Background: an optimization exercise with open tools, aiming at small area and a short achievable clock period. Do not read the settings as production practice.
The RTL was checked by simulation tests, not by an equivalence proof against the original design.
The series may have gaps, and a smaller design here may also do less where the tests do not look.

==> flow/design.v, too long to show whole: its modules and the start of the top module <==
// module top: 10826 lines
// module fa: 4 lines
// module tanh_rom: 136 lines
module top(
    input clk,
    input reset,
    input [17:0] U0,
    input [17:0] U1,
    input [17:0] U2,
    output [17:0] Y0,
    output [17:0] Y1
    );
  // ...
==> flow/flow/run.sh <==
#!/bin/bash
export SETUP_SLACK_MARGIN=8
bash standard.sh > standard.log 2>&1
==> flow/standard.sh <==
#!/bin/bash
# synth_recipe.tcl (not shown) runs the flow's synth.tcl, then flattens the netlist and writes it again
# the make line also repeats each setting of config.mk as NAME=value (left out here)
make -C /OpenROAD-flow-scripts/flow DESIGN_CONFIG=/design/flow/config.mk WORK_HOME=/design/flow/orfs CLKGATE_MAP_FILE= SYNTH_SCRIPT=/design/flow/synth_recipe.tcl "${@:-finish}"
==> flow/config.mk <==
export PLATFORM = sky130hd
export DESIGN_NAME = top
export DESIGN_NICKNAME = top
export VERILOG_FILES = /design/flow/design.v
export SDC_FILE = /design/flow/constraint.sdc
export NUM_CORES = 4
export LEC_CHECK = 0
export CAP_MARGIN = 20
export CORE_MARGIN = 2
export CORE_UTILIZATION = 48
export SLEW_MARGIN = 20
export SYNTH_HIERARCHICAL = 1
==> flow/constraint.sdc <==
create_clock -name core_clock -period 20.0 [get_ports {clk}]
set_input_delay 4.0000 -clock core_clock [delete_from_list [all_inputs] [get_ports {clk}]]
set_output_delay 4.0000 -clock core_clock [all_outputs]
set_load 0.01 [all_outputs]
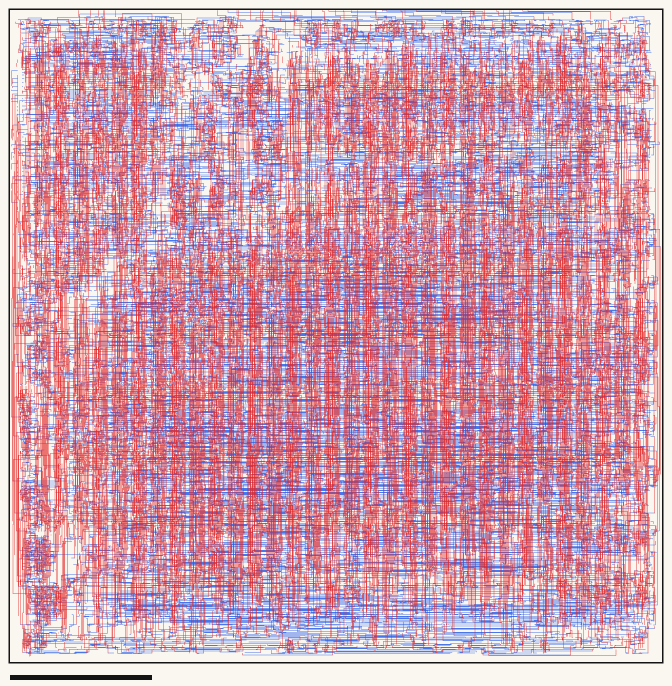
Run 1: metal layers overlaid
The bar under the picture is 100 um long. Two of the layers only.
color	layer	wire length
red	met2	223 mm
blue	met1	190 mm
Total Wirelength: 579 mm
wire per inst: 56.7 um
Total GRT Usage: 56.5%

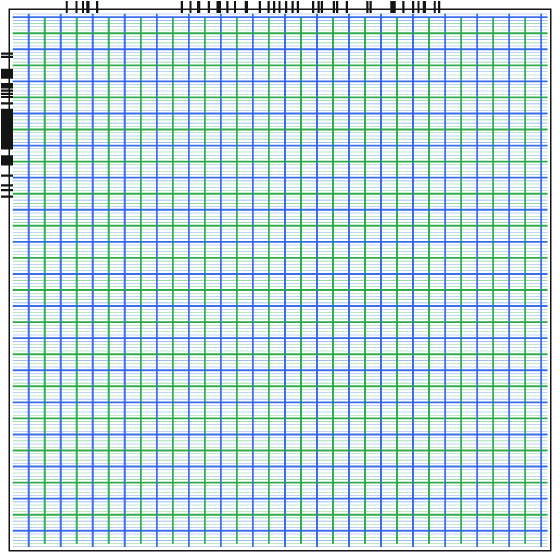
Run 1: PDN straps and rails
Pins as bars on the die edge.
color	net
green	VDD
blue	VSS
signal pins	92
met5 straps	33
rows	166
die height: 458 um
die outline width: 458 um
Placeable Area: 205000 um^2

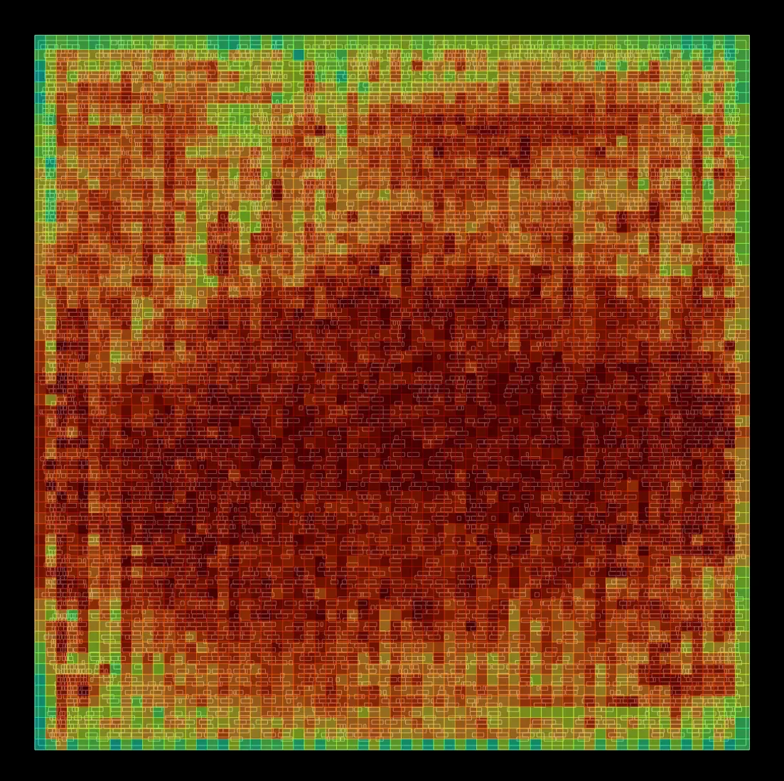
Run 1: track usage over the die
gr busiest metal: met2
met3 GRT Util: 34.1%
met2 usage: 73.6%
final core utilization: 52.8%

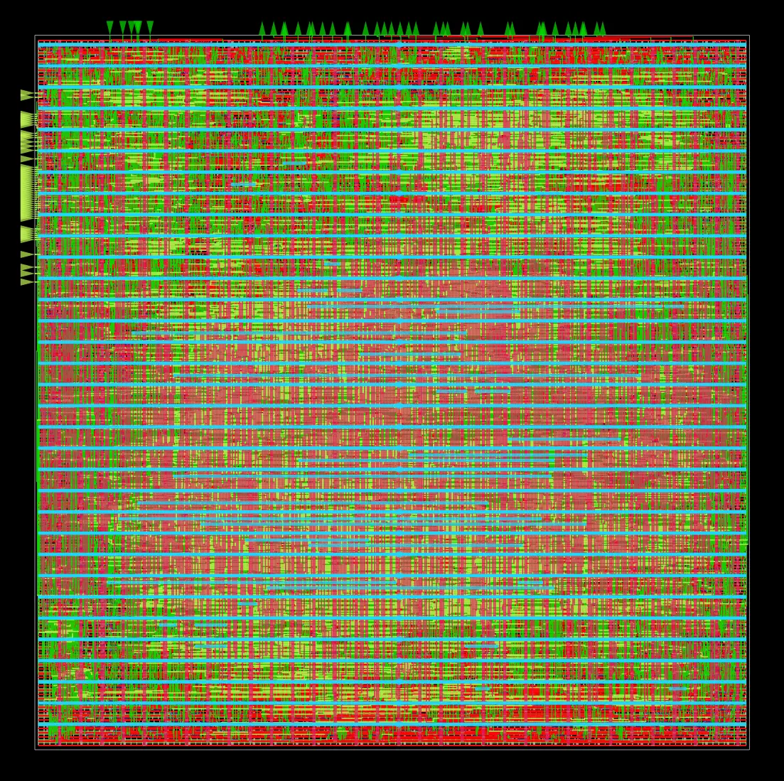
Run 1: final layout
final instance area: 108000 um^2
Die Area: 209000 um^2
num ports: 92
final cell count without fillers: 10200
num rows: 166

==> metrics.yaml, run 1 <==
yosys_warnings: 8
synthCells: 7031
use_met1_pct: 63.6
path_class: "register to register"
grt_pass1_wl_mm: 752
relSlewSlack_pct: 13.7
drtPass1Iterations: 7
rsz0062_at_grt: "yes"
final_net_count: 12200
critPathSlowestCell: "fa_1"
netlist_area_um2: 98800
ctsHoldBuffers: 0
hold_viol: 0
ys.flop_type: "dfxtp_1"
min_period_over_period_pct: 60.1
numCtsBuffers: 9
cts_tree: "yes"
period_minus_slack_ns: 12.02
nFillCells: 17200
cts_max_path_buffers: 2
drv_cap: 0
synth_largest_area_cell: "fa_1"
required_ns: 20.31
async_reset_ff_share_pct: 0
fmax_mhz: 83.2
start_util_pct: 48.3
place_area_um2: 105000
critPathCaptureType: "register"
outcome: "complete, no violations"
synth_enable_flop_cells: 0
drv_slew: 0
insertion_delay_ns: 0.46
yosys.cell_types.count: 81
grt_max_degree: 85
final_antenna_net_count: 0
setup_viol: 0
drc: 0
htree_num_levels: 3
syn_to_final_growth_pct: 9.38
gp_congestion: 1.24
dp_hpwl_mm: 482
cts.clk_slew.worst_paths_ns: 0.07
hp-class: "register to register"
whs_path_depth: 1
syn_avg_cell_area_um2: 14.0
yosys-top-cells-area: "fa_1, ha_1, inv_1"
grt_pass1_vias: 76700
-- run 1: synth_stat cells (all sizes together) (9+ instances only) --
| cell | count |
|---|---|
| xnor2 | 64 |
| nor2 | 160 |
| inv | 637 |
| a211oi | 26 |
| nand4 | 9 |
| a21oi | 168 |
| nand2b | 46 |
| buf | 27 |
| clkbuf | 42 |
| nor2b | 264 |
| o21a | 29 |
| ha | 1144 |
| o31ai | 11 |
| o21ai | 134 |
| o211ai | 13 |
| a21o | 67 |
| and2 | 134 |
| dfxtp | 81 |
| xor2 | 37 |
| a211o | 9 |
| o21bai | 22 |
| nor3 | 48 |
| a31o | 15 |
| fa | 3516 |
| nand3 | 33 |
| nand2 | 105 |
| a31oi | 47 |
| nor4 | 11 |
-- run 1: final cells by class --
| class | count | area, um^2 | share of cell area, % |
|---|---|---|---|
| antenna | 63 | 158 | 0.146 |
| timing repair buffer | 487 | 4700 | 4.35 |
| tap | 2688 | 3360 | 3.11 |
| clock inverter | 7 | 78.8 | 0.0730 |
| multi-input combinational | 6244 | 95300 | 88.2 |
| sequential | 81 | 1660 | 1.54 |
| clock buffer | 9 | 225 | 0.208 |
| inverter | 637 | 2560 | 2.37 |
-- run 1: per-stage QoR --
stage,util [%]
after floorplan,-
after global placement,51.3
after detailed placement,51.3
after CTS,51.9
after global routing,52.7
final,52.8
-- run 1: critical path, delay by kind of cell (launching register included) --
family / cells / cell delay (ns)
adder cells (fa/ha/maj): 13 / 6.16
flip-flops: 1 / 0.31
AND/OR/NAND/NOR: 5 / 0.83
XOR/XNOR: 1 / 0.21
buffers and inverters: 8 / 1.83
AO/OA/AOI/OAI: 9 / 2.27
multiplexers: 1 / 0.26
-- run 1: timing repair --
item	in CTS	in global routing
hold endpoints to repair	0	0
resized for setup	162	227
cloned	1	2
pin swaps	2	5
endpoints found under the setup margin	73	55
setup buffers	25	89
-- run 1: metal layers --
layer  vias up  routed length (um)
li1      23300                   -
met4        65               70200
met1     38900              190000
met5         -                2970
met3      2784               93200
met2      7822              223000
-- run 1: cells in the final DEF, fill, tap and decap left out, types with 39 or more instances in the layout --
master,netlist,layout
a21o_1,67,67
a21oi_1,165,160
a31oi_1,46,41
and2_1,134,108
buf_4,8,310
clkdlybuf4s50_1,0,90
clkinvlp_4,0,39
dfxtp_1,81,63
diode_2,0,63
fa_1,3516,3507
ha_1,1144,1072
ha_2,0,55
inv_1,633,575
nand2_1,105,104
nand2b_1,46,46
nor2_1,160,157
nor2b_1,264,242
nor3_1,44,43
o21ai_0,127,123
xnor2_1,64,51
-- run 1: logic make-up (layout without fill, tap and decap cells) --
group                      count (synthesis)  count (layout)  synth area share [%]
AOI/OAI and AO/OA                        616             616                  4.08
and+or+nand+nor                          856             856                  4.75
xor gates and xnor gates                 101             101                 0.896
other                                      0              63                     0
buffers and inverters                    706            1140                  2.76
muxes                                     11              11                 0.119
DFF                                       81              81                  1.64
adders and majority gates               4660            4660                  85.8
==> run 2: too many edits to list; what changed since run 1 <==
flow/design.v: 10966 -> 10976 lines; modules unchanged: 2
  top: edited, 10826 -> 10836 lines
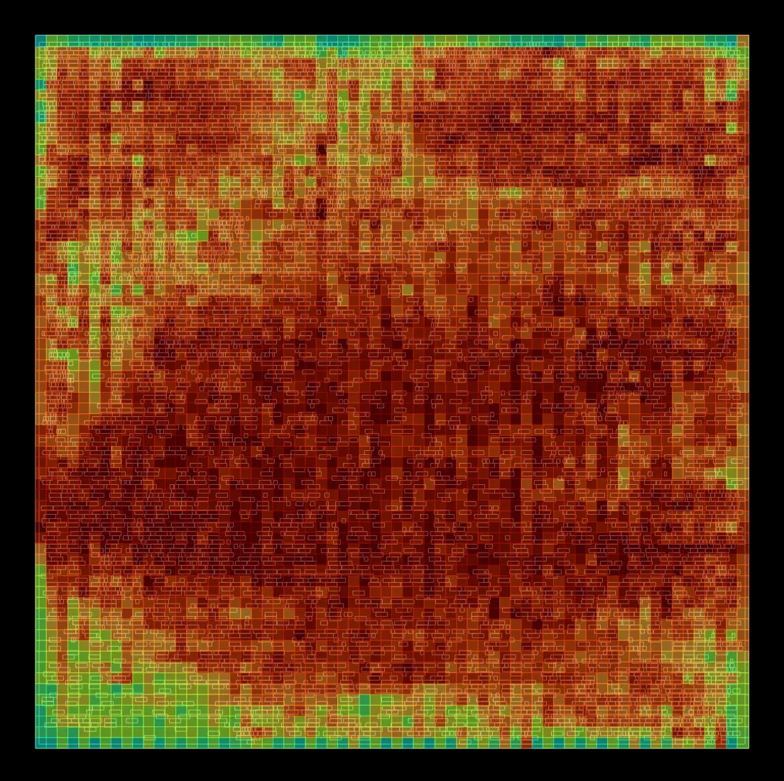
Run 2: track usage over the die
wire per inst: 60.2 um
final core utilization: 52.4%
Total GRT Usage: 59.0%

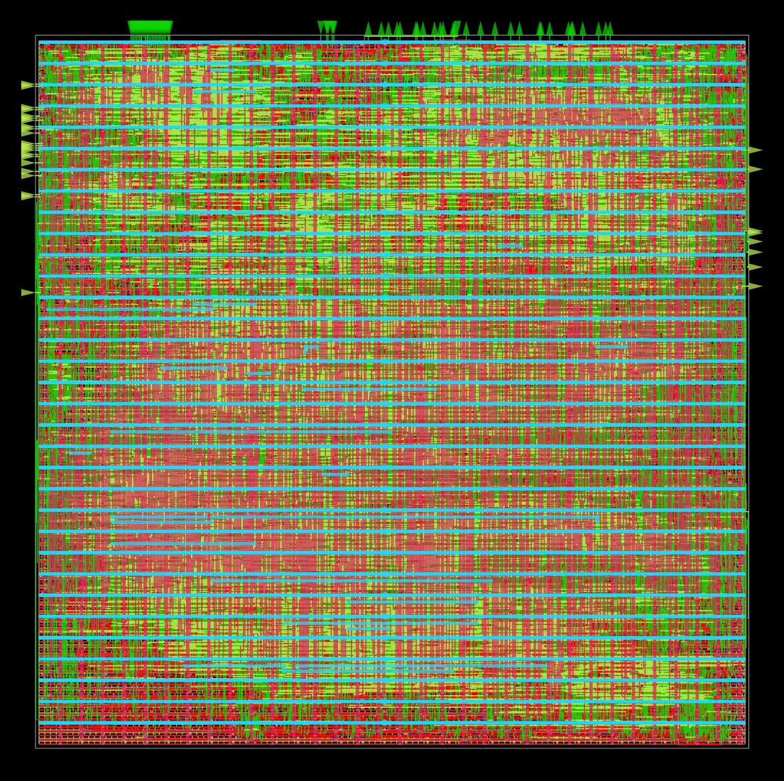
Run 2: final layout
final instance area: 106000 um^2
final cell count without fillers: 10000
die height: 456 um

==> run 2 against run 1 <==
Compared with the run above: synthesized cell count shrank 1.4%; die area shrank 0.70%; maximum frequency shrank 0.25%; still clean on timing, DRC and antenna; critical path type unchanged; sequential share of layout area grew 1.5 points; global-route usage grew 2.5 points; synthesized area shrank 0.71%; count of clock-buffer cells in the layout grew 9.
==> metrics.yaml, run 2 <==
synthDominantCellAreaShare_pct: 71.8
nFillCells: 16700  # -3.1%
layout_commonest_cell: "fa_1"
async_reset_ff_share_pct: 0  # unchanged
relSlewSlack_pct: 17.3  # +3.6 points
cts.clk_slew.worst_paths_ns: 0.07  # about the same
drtPass1Iterations: 8  # +1
synth_most_common_cell: "fa_1"
drv_cap: 0  # unchanged
numCtsBuffers: 17  # +8
worst_path_largest_cell_delay_ns: 0.59
setup_ws_ns: 7.95
ioPinCount: 92  # unchanged
place_area_um2: 104000  # -0.92%
crit_top_cell: "fa_1"
synth_top_cells_by_count: "fa_1, ha_1, and2_1, inv_1, a21oi_1"
viasPerCell: 7.44
drtIter0Drc: 12100
yosys-top-cells-area: "fa_1, ha_1, and2_1"
synth-xor-area-share_pct: 1.32  # +0.43 points
grt_pass1_wl_mm: 777  # +3.3%
grt_max_degree: 80  # -5.9%
netlist_area_um2: 98100  # -0.71%
die_area_um2: 208000  # -0.70%
final.setup.tns_ns: 0
dp_cells: 9857
antenna_found_initial: 79
synthAdderAreaFrac_pct: 82.7  # -3.0 points
numClockSinks: 157
critPathSlowestCell: "dfxtp_2"
whs_ns: 0.790
port_buffers: 91
final_cell_mix: "fa_1, ha_1, and2_1"
layout-drive-gt1-share_pct: 8.84
rsz0062_at_grt: "yes"
startpoint_type: "register"
hold_viol: 0  # unchanged
worstPathArrival_ns: 12.44
syn_avg_cell_area_um2: 14.1  # +0.72%
drv_slew: 0  # unchanged
ys.flop_type: "dfxtp_1"
htree_num_levels: 4  # +1
final_net_count: 11700  # -4.2%
synth_enable_flop_cells: 0  # unchanged
ys_ff_latch: 157
dpl_worst_slack_ns: 6.48
dp_hpwl_mm: 508  # +5.4%
final_antenna_net_count: 0  # unchanged
path_class: "register to register"
grt_pass1_vias: 78700  # +2.6%
synth_largest_area_cell: "fa_1"
yosysSeqAreaShare_pct: 3.21
cts_max_path_buffers: 2  # unchanged
insertion_delay_ns: 0.52  # +0.06 ns
period_minus_slack_ns: 12.05  # +0.0297 ns
clockRootBuffer: "clkbuf_16"
reg2regPathDepth: 31
path_max_fanout: 13
synthMuxAreaShare_pct: 0.0638  # -0.055 points
setup_viol: 0  # unchanged
outcome: "complete, no violations"
cts_tree: "yes"
worst_slew_pin_slew_ns: 1.23
fin_skew_ns: 0.0249
rrSetupSlack_ns: 7.95
rows: 165  # -0.60%
drc: 0  # unchanged
required_ns: 20.40  # +0.09 ns
synth_top_family_by_area: "adder cells"
yosys.cell_types.count: 75  # -7.4%
hp-class: "register to register"
start_util_pct: 48.4  # +0.14 points
whs_path_depth: 3  # +2
critPathCaptureType: "register"
fmax_mhz: 83.0  # -0.25%
synth_simple_gate_area_share_pct: 6.74  # +2.0 points
gp_congestion: 1.22  # -1.5%
synth_compound_area_share_pct: 4.05  # -0.027 points
grt-ovfl-total: 0
min_period_over_period_pct: 60.2  # +0.15 points
yosys_warnings: 8  # unchanged
syn_to_final_growth_pct: 8.26
synthCells: 6931  # -1.4%
syn-num-nets: 11400
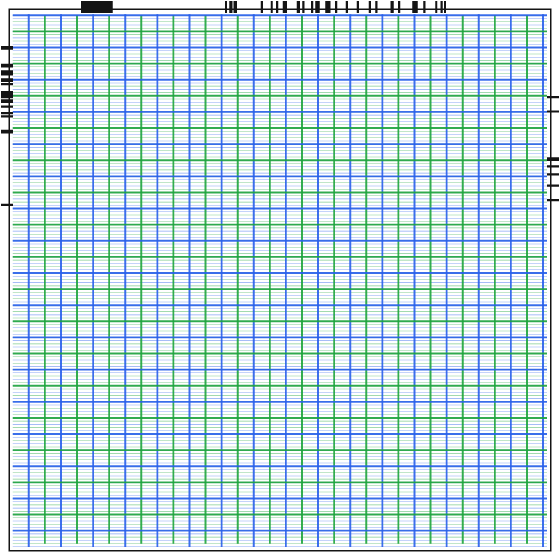
Run 2: PDN straps and rails
Pins as bars on the die edge.
color	net
blue	VSS
green	VDD
met1 rails	166
signal pins	92
met4 straps	33
rows	165
met5 straps	33
die outline width: 456 um
Placeable Area: 203000 um^2

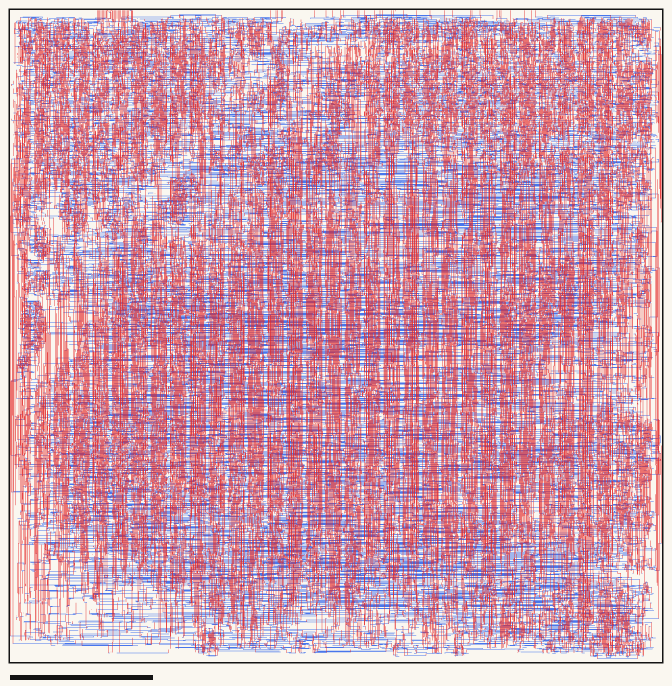
Run 2: metal layers overlaid
The bar under the picture is 100 um long. Two of the layers only.
color	layer	wire length
red	met2	227 mm
blue	met1	193 mm
vias post-DR: 74500
Total Wirelength: 602 mm

## run 2: cell type report
cell class              count  area, um^2  share of cell area (%)
multi-input cells        6306       93900                    88.4
diodes                     91         228                   0.214
well taps                2672        3340                    3.15
repair buffers            387        3540                    3.34
flip-flops and latches    157        3230                    3.04
inverters                 367        1390                    1.31
clock buffers              18         450                   0.424
clock inverters            13         126                   0.119
## run 2: timing repair
action	4_1_cts	5_1_grt
pin swaps	0	6
buffers inserted	12	18
hold buffers	0	0
setup endpoints to repair	123	93
gates cloned	1	1
resized for setup	139	195
## run 2: cells by family (layout without fill, tap and decap cells)
kind of cell / Yosys count / after routing
AO/OA/AOI/OAI: 618 / 618
other: 0 / 91
flip-flops: 157 / 157
adder cells (fa/ha/maj): 4373 / 4373
multiplexers: 6 / 6
buffers and inverters: 468 / 785
XOR/XNOR: 148 / 148
AND/OR/NAND/NOR: 1161 / 1161
## run 2: worst max-delay path: cells and delay by family, from the launching register on
kind / cells / cell delay (ns)
simple gates: 9 / 2.63
flops: 1 / 0.59
fa+ha+maj: 13 / 5.96
buf+inv: 1 / 0.40
compound gates: 8 / 2.28
## run 2: routing by layer
metal	global-route usage (%)	vias up	part of all wire, %
met5	5.40	-	0.30
met4	52.7	46	12
met3	39.6	2815	18
met2	75.0	8962	38
met1	65.4	39600	32
li1	-	23100	-
==> run 2 -> run 3 <==
--- a/flow/config.mk
+++ b/flow/config.mk
@@ -8,5 +8,5 @@
 export CAP_MARGIN = 20
 export CORE_MARGIN = 2
-export CORE_UTILIZATION = 48
+export CORE_UTILIZATION = 50
 export SLEW_MARGIN = 20
 export SYNTH_HIERARCHICAL = 1
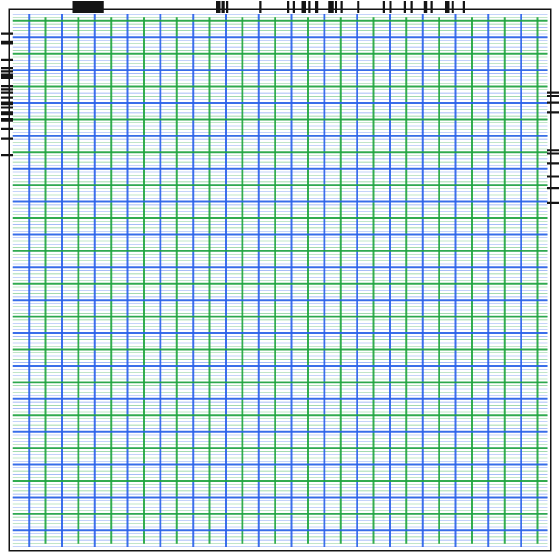
Run 3: PDN straps and rails
Pins as bars on the die edge.
color	net
blue	VSS
green	VDD
met5 straps	32
met4 straps	32
rows	162
signal pins	92
met1 rails	163
die outline width: 447 um
die height: 447 um
Placeable Area: 195000 um^2

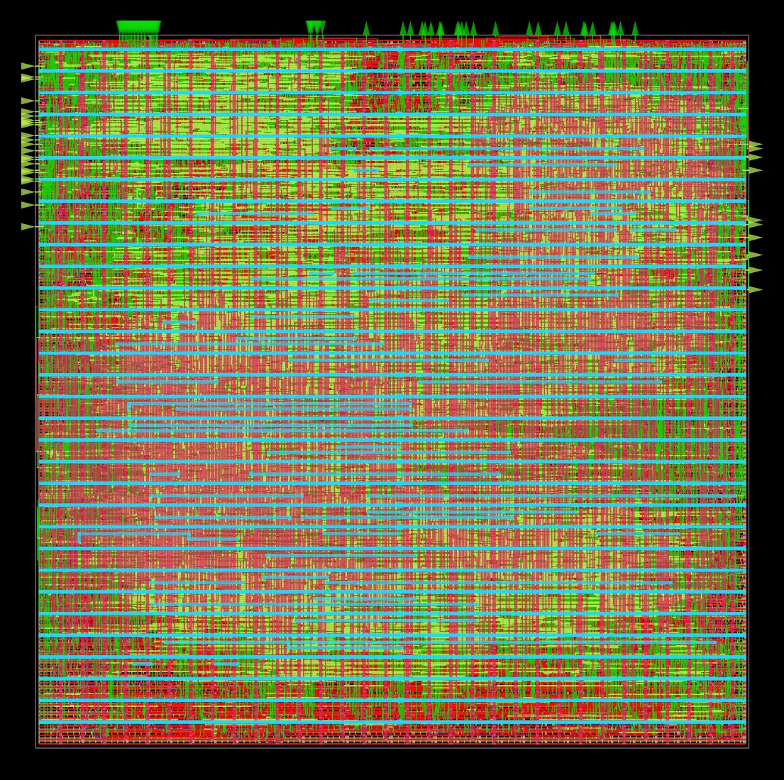
Run 3: final layout
final core utilization: 54.6%
num rows: 162
Die Area: 200000 um^2
final instance area: 106000 um^2
final cell count without fillers: 10000

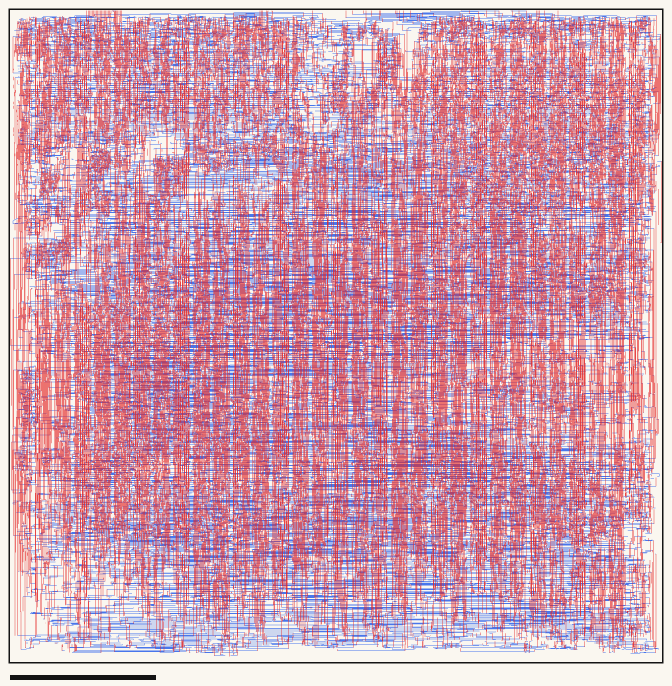
Run 3: metal layers overlaid
The bar under the picture is 100 um long. Two of the layers only.
color	layer	wire length
red	met2	219 mm
blue	met1	189 mm
Total Wirelength: 597 mm
wire per inst: 59.4 um
Total GRT Usage: 61.2%
vias post-DR: 77600

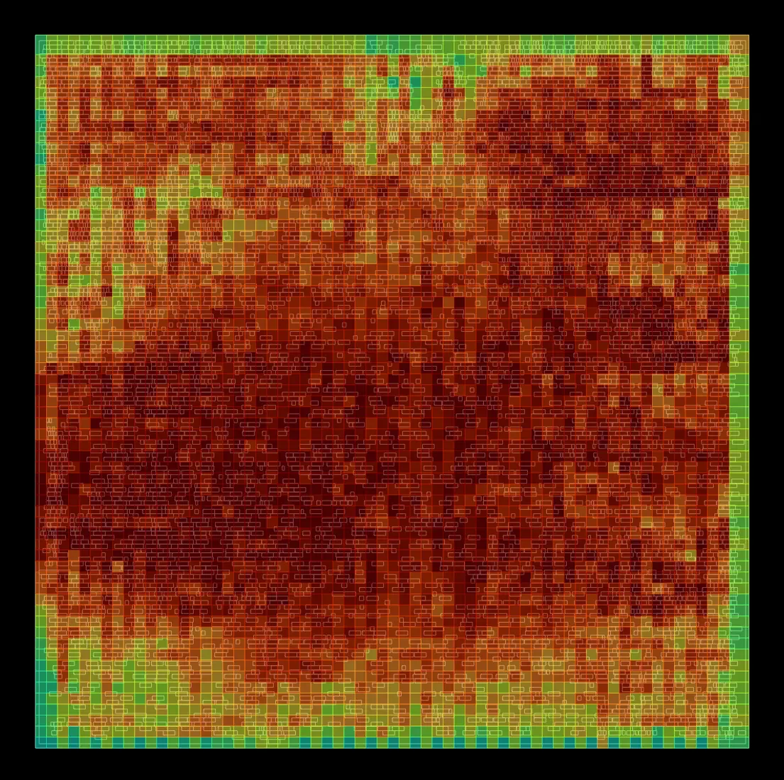
Run 3: track usage over the die
met1 global-route usage: 66.5%
met2 usage: 74.8%
met3 GRT Util: 46.9%

==> run 3 against run 2 <==
Compared with the run above: synthesized area is the same; highest routed layer unchanged; die area shrank 4.0%; sequential cell count is the same.
==> metrics.yaml, run 3 <==
hold_viol: 0  # unchanged
numClockSinks: 157  # unchanged
place_area_um2: 104000  # about the same
numCtsBuffers: 17  # unchanged
synth_largest_area_cell: "fa_1"
worstPathArrival_ns: 12.45  # about the same
fin_skew_ns: 0.0247  # -0.000141 ns
final_net_count: 11700  # +0.10%
reg2regPathDepth: 36  # +16%
netlist_area_um2: 98100  # unchanged
grt-ovfl-total: 0  # unchanged
synth_top_cells_by_count: "fa_1, ha_1, and2_1, inv_1, a21oi_1"
required_ns: 20.36  # -0.04 ns
worst_path_largest_cell_delay_ns: 0.86  # +0.27 ns
setup_viol: 0  # unchanged
dp_hpwl_mm: 496  # -2.4%
rsz0062_at_grt: "yes"
hp-class: "register to register"
crit_top_cell: "fa_1"
viasPerCell: 7.73  # +3.8%
gp_congestion: 1.29  # +5.8%
yosys.cell_types.count: 75  # unchanged
grt_max_degree: 56  # -30%
syn_avg_cell_area_um2: 14.1  # unchanged
ctsHoldBuffers: 0  # unchanged
worst_slew_pin_slew_ns: 1.40  # +0.165 ns
syn_to_final_growth_pct: 8.56
path_max_fanout: 12  # -1
yosysSeqAreaShare_pct: 3.21  # unchanged
synthDominantCellAreaShare_pct: 71.8  # unchanged
clockRootBuffer: "clkbuf_16"
drtPass1Iterations: 12  # +4
final_antenna_net_count: 0  # unchanged
htree_num_levels: 4  # unchanged
drtIter0Drc: 14100  # +17%
startpoint_type: "register"
drv_slew: 0  # unchanged
yosys-top-cells-area: "fa_1, ha_1, and2_1"
layout_commonest_cell: "fa_1"
period_minus_slack_ns: 12.09  # +0.0426 ns
critPathSlowestCell: "fa_1"
drv_cap: 0  # unchanged
drc: 0  # unchanged
final.setup.tns_ns: 0  # unchanged
critPathCaptureType: "register"
fmax_mhz: 82.7  # -0.35%
min_period_over_period_pct: 60.5  # +0.21 points
yosys_warnings: 8  # unchanged
ys_ff_latch: 157  # unchanged
relSlewSlack_pct: 6.32  # -11 points
cts.clk_slew.worst_paths_ns: 0.07  # about the same
port_buffers: 91  # unchanged
outcome: "complete, no violations"
rrSetupSlack_ns: 7.91  # -0.04 ns
synthCells: 6931  # unchanged
dp_cells: 9822  # -0.36%
cts_tree: "yes"
start_util_pct: 50.3  # +1.9 points
antenna_found_initial: 101  # +28%
final_cell_mix: "fa_1, ha_1, and2_1"
ys.flop_type: "dfxtp_1"
whs_ns: 0.587  # -0.203 ns
syn-num-nets: 11400  # unchanged
synth_enable_flop_cells: 0  # unchanged
ioPinCount: 92  # unchanged
grt_pass1_wl_mm: 769  # -1.1%
layout-drive-gt1-share_pct: 8.91  # +0.067 points
insertion_delay_ns: 0.48  # -0.04 ns
path_class: "register to register"
async_reset_ff_share_pct: 0  # unchanged
synth_most_common_cell: "fa_1"
grt_pass1_vias: 78800  # +0.094%
whs_path_depth: 1  # -2
cts_max_path_buffers: 2  # unchanged
run 3: cell counts after synthesis:
Identical to the previous run, type by type.
run 3: routing by layer:
layer	GRT usage [%]	share of wire (%)	vias up	routed length, um
met3	46.9	19	3545	112000
met2	74.8	37	10100	219000
met4	52.0	12	108	72500
met1	66.5	32	40700	189000
li1	-	-	23200	-
met5	18.8	0.86	-	5150
run 3: cell families (layout without fill, tap and decap cells):
family	count (synthesis)	after routing	share of synthesized area, %
AOI/OAI and AO/OA	618	618	4.05
xor gates and xnor gates	148	148	1.32
adders and majority gates	4373	4373	82.7
buffers and inverters	468	798	1.91
DFF	157	157	3.21
muxes	6	6	0.0638
other	0	157	0
and+or+nand+nor	1161	1161	6.74
run 3: critical path, delay by kind of cell, from the launching register on:
family / cells / cell delay [ns]
multiplexers: 1 / 0.38
buffers and inverters: 6 / 1.20
flip-flops: 1 / 0.69
AND/OR/NAND/NOR: 6 / 1.59
AO/OA/AOI/OAI: 11 / 2.26
adder cells (fa/ha/maj): 12 / 5.79
run 3: layout make-up:
cell class / count / area [um^2]
sequential: 157 / 3220
clock inverter: 15 / 166
fill: 15800 / 88500
timing repair buffer: 399 / 3670
multi-input combinational: 6306 / 93900
antenna: 157 / 393
tap: 2624 / 3280
inverter: 367 / 1380
clock buffer: 17 / 425
run 3: metrics by stage:
stage / setup WS [ns] / util, %
after floorplan: 8.48 / -
after CTS: 8.00 / 53.9
after global placement: 6.30 / 53.3
after global routing: 7.88 / 54.5
final: 7.91 / 54.6
after detailed placement: 6.44 / 53.3
run 3: timing repair:
item                       4_1_cts  5_1_grt
buffers inserted                 8       20
pin swaps                        3        3
cloned                           0        3
resized for setup              139      214
hold endpoints to repair         0        0
setup endpoints to repair      124      106

-- what the ideal ports hide --
In the flow no input, the clock included, has a driving cell. The finished layouts below were timed again as built, in two steps. Step 1 sets driving cells, clkbuf_16 on the clock port and buf_2 on the other inputs (assumed; they add their load-dependent delay and slew). Step 2 adds t to the input delays and takes it off the output delays; t is the mean of the earliest and latest rising clock arrival at the registers after step 1. Input paths then give back, and output paths get back, about the clock's delay inside the block. a / b / c = no drivers / after step 1 / after step 2; a / b = the first two.
run	t (ns)	setup slack, ns	worst hold slack (ns)	slew at the worst register clock pin (ns)	worst slew at a driven data input, ns
run 1	0.500	7.981 / 7.981 / 7.981	0.475 / 0.475 / 0.475	0.12 / 0.12	0.04
run 2	0.557	7.952 / 7.952 / 7.952	0.790 / 0.790 / 0.790	0.08 / 0.08	0.05
run 3	0.542	7.909 / 7.909 / 7.909	0.587 / 0.587 / 0.587	0.09 / 0.09	0.05
After both steps every run listed still meets setup and hold.
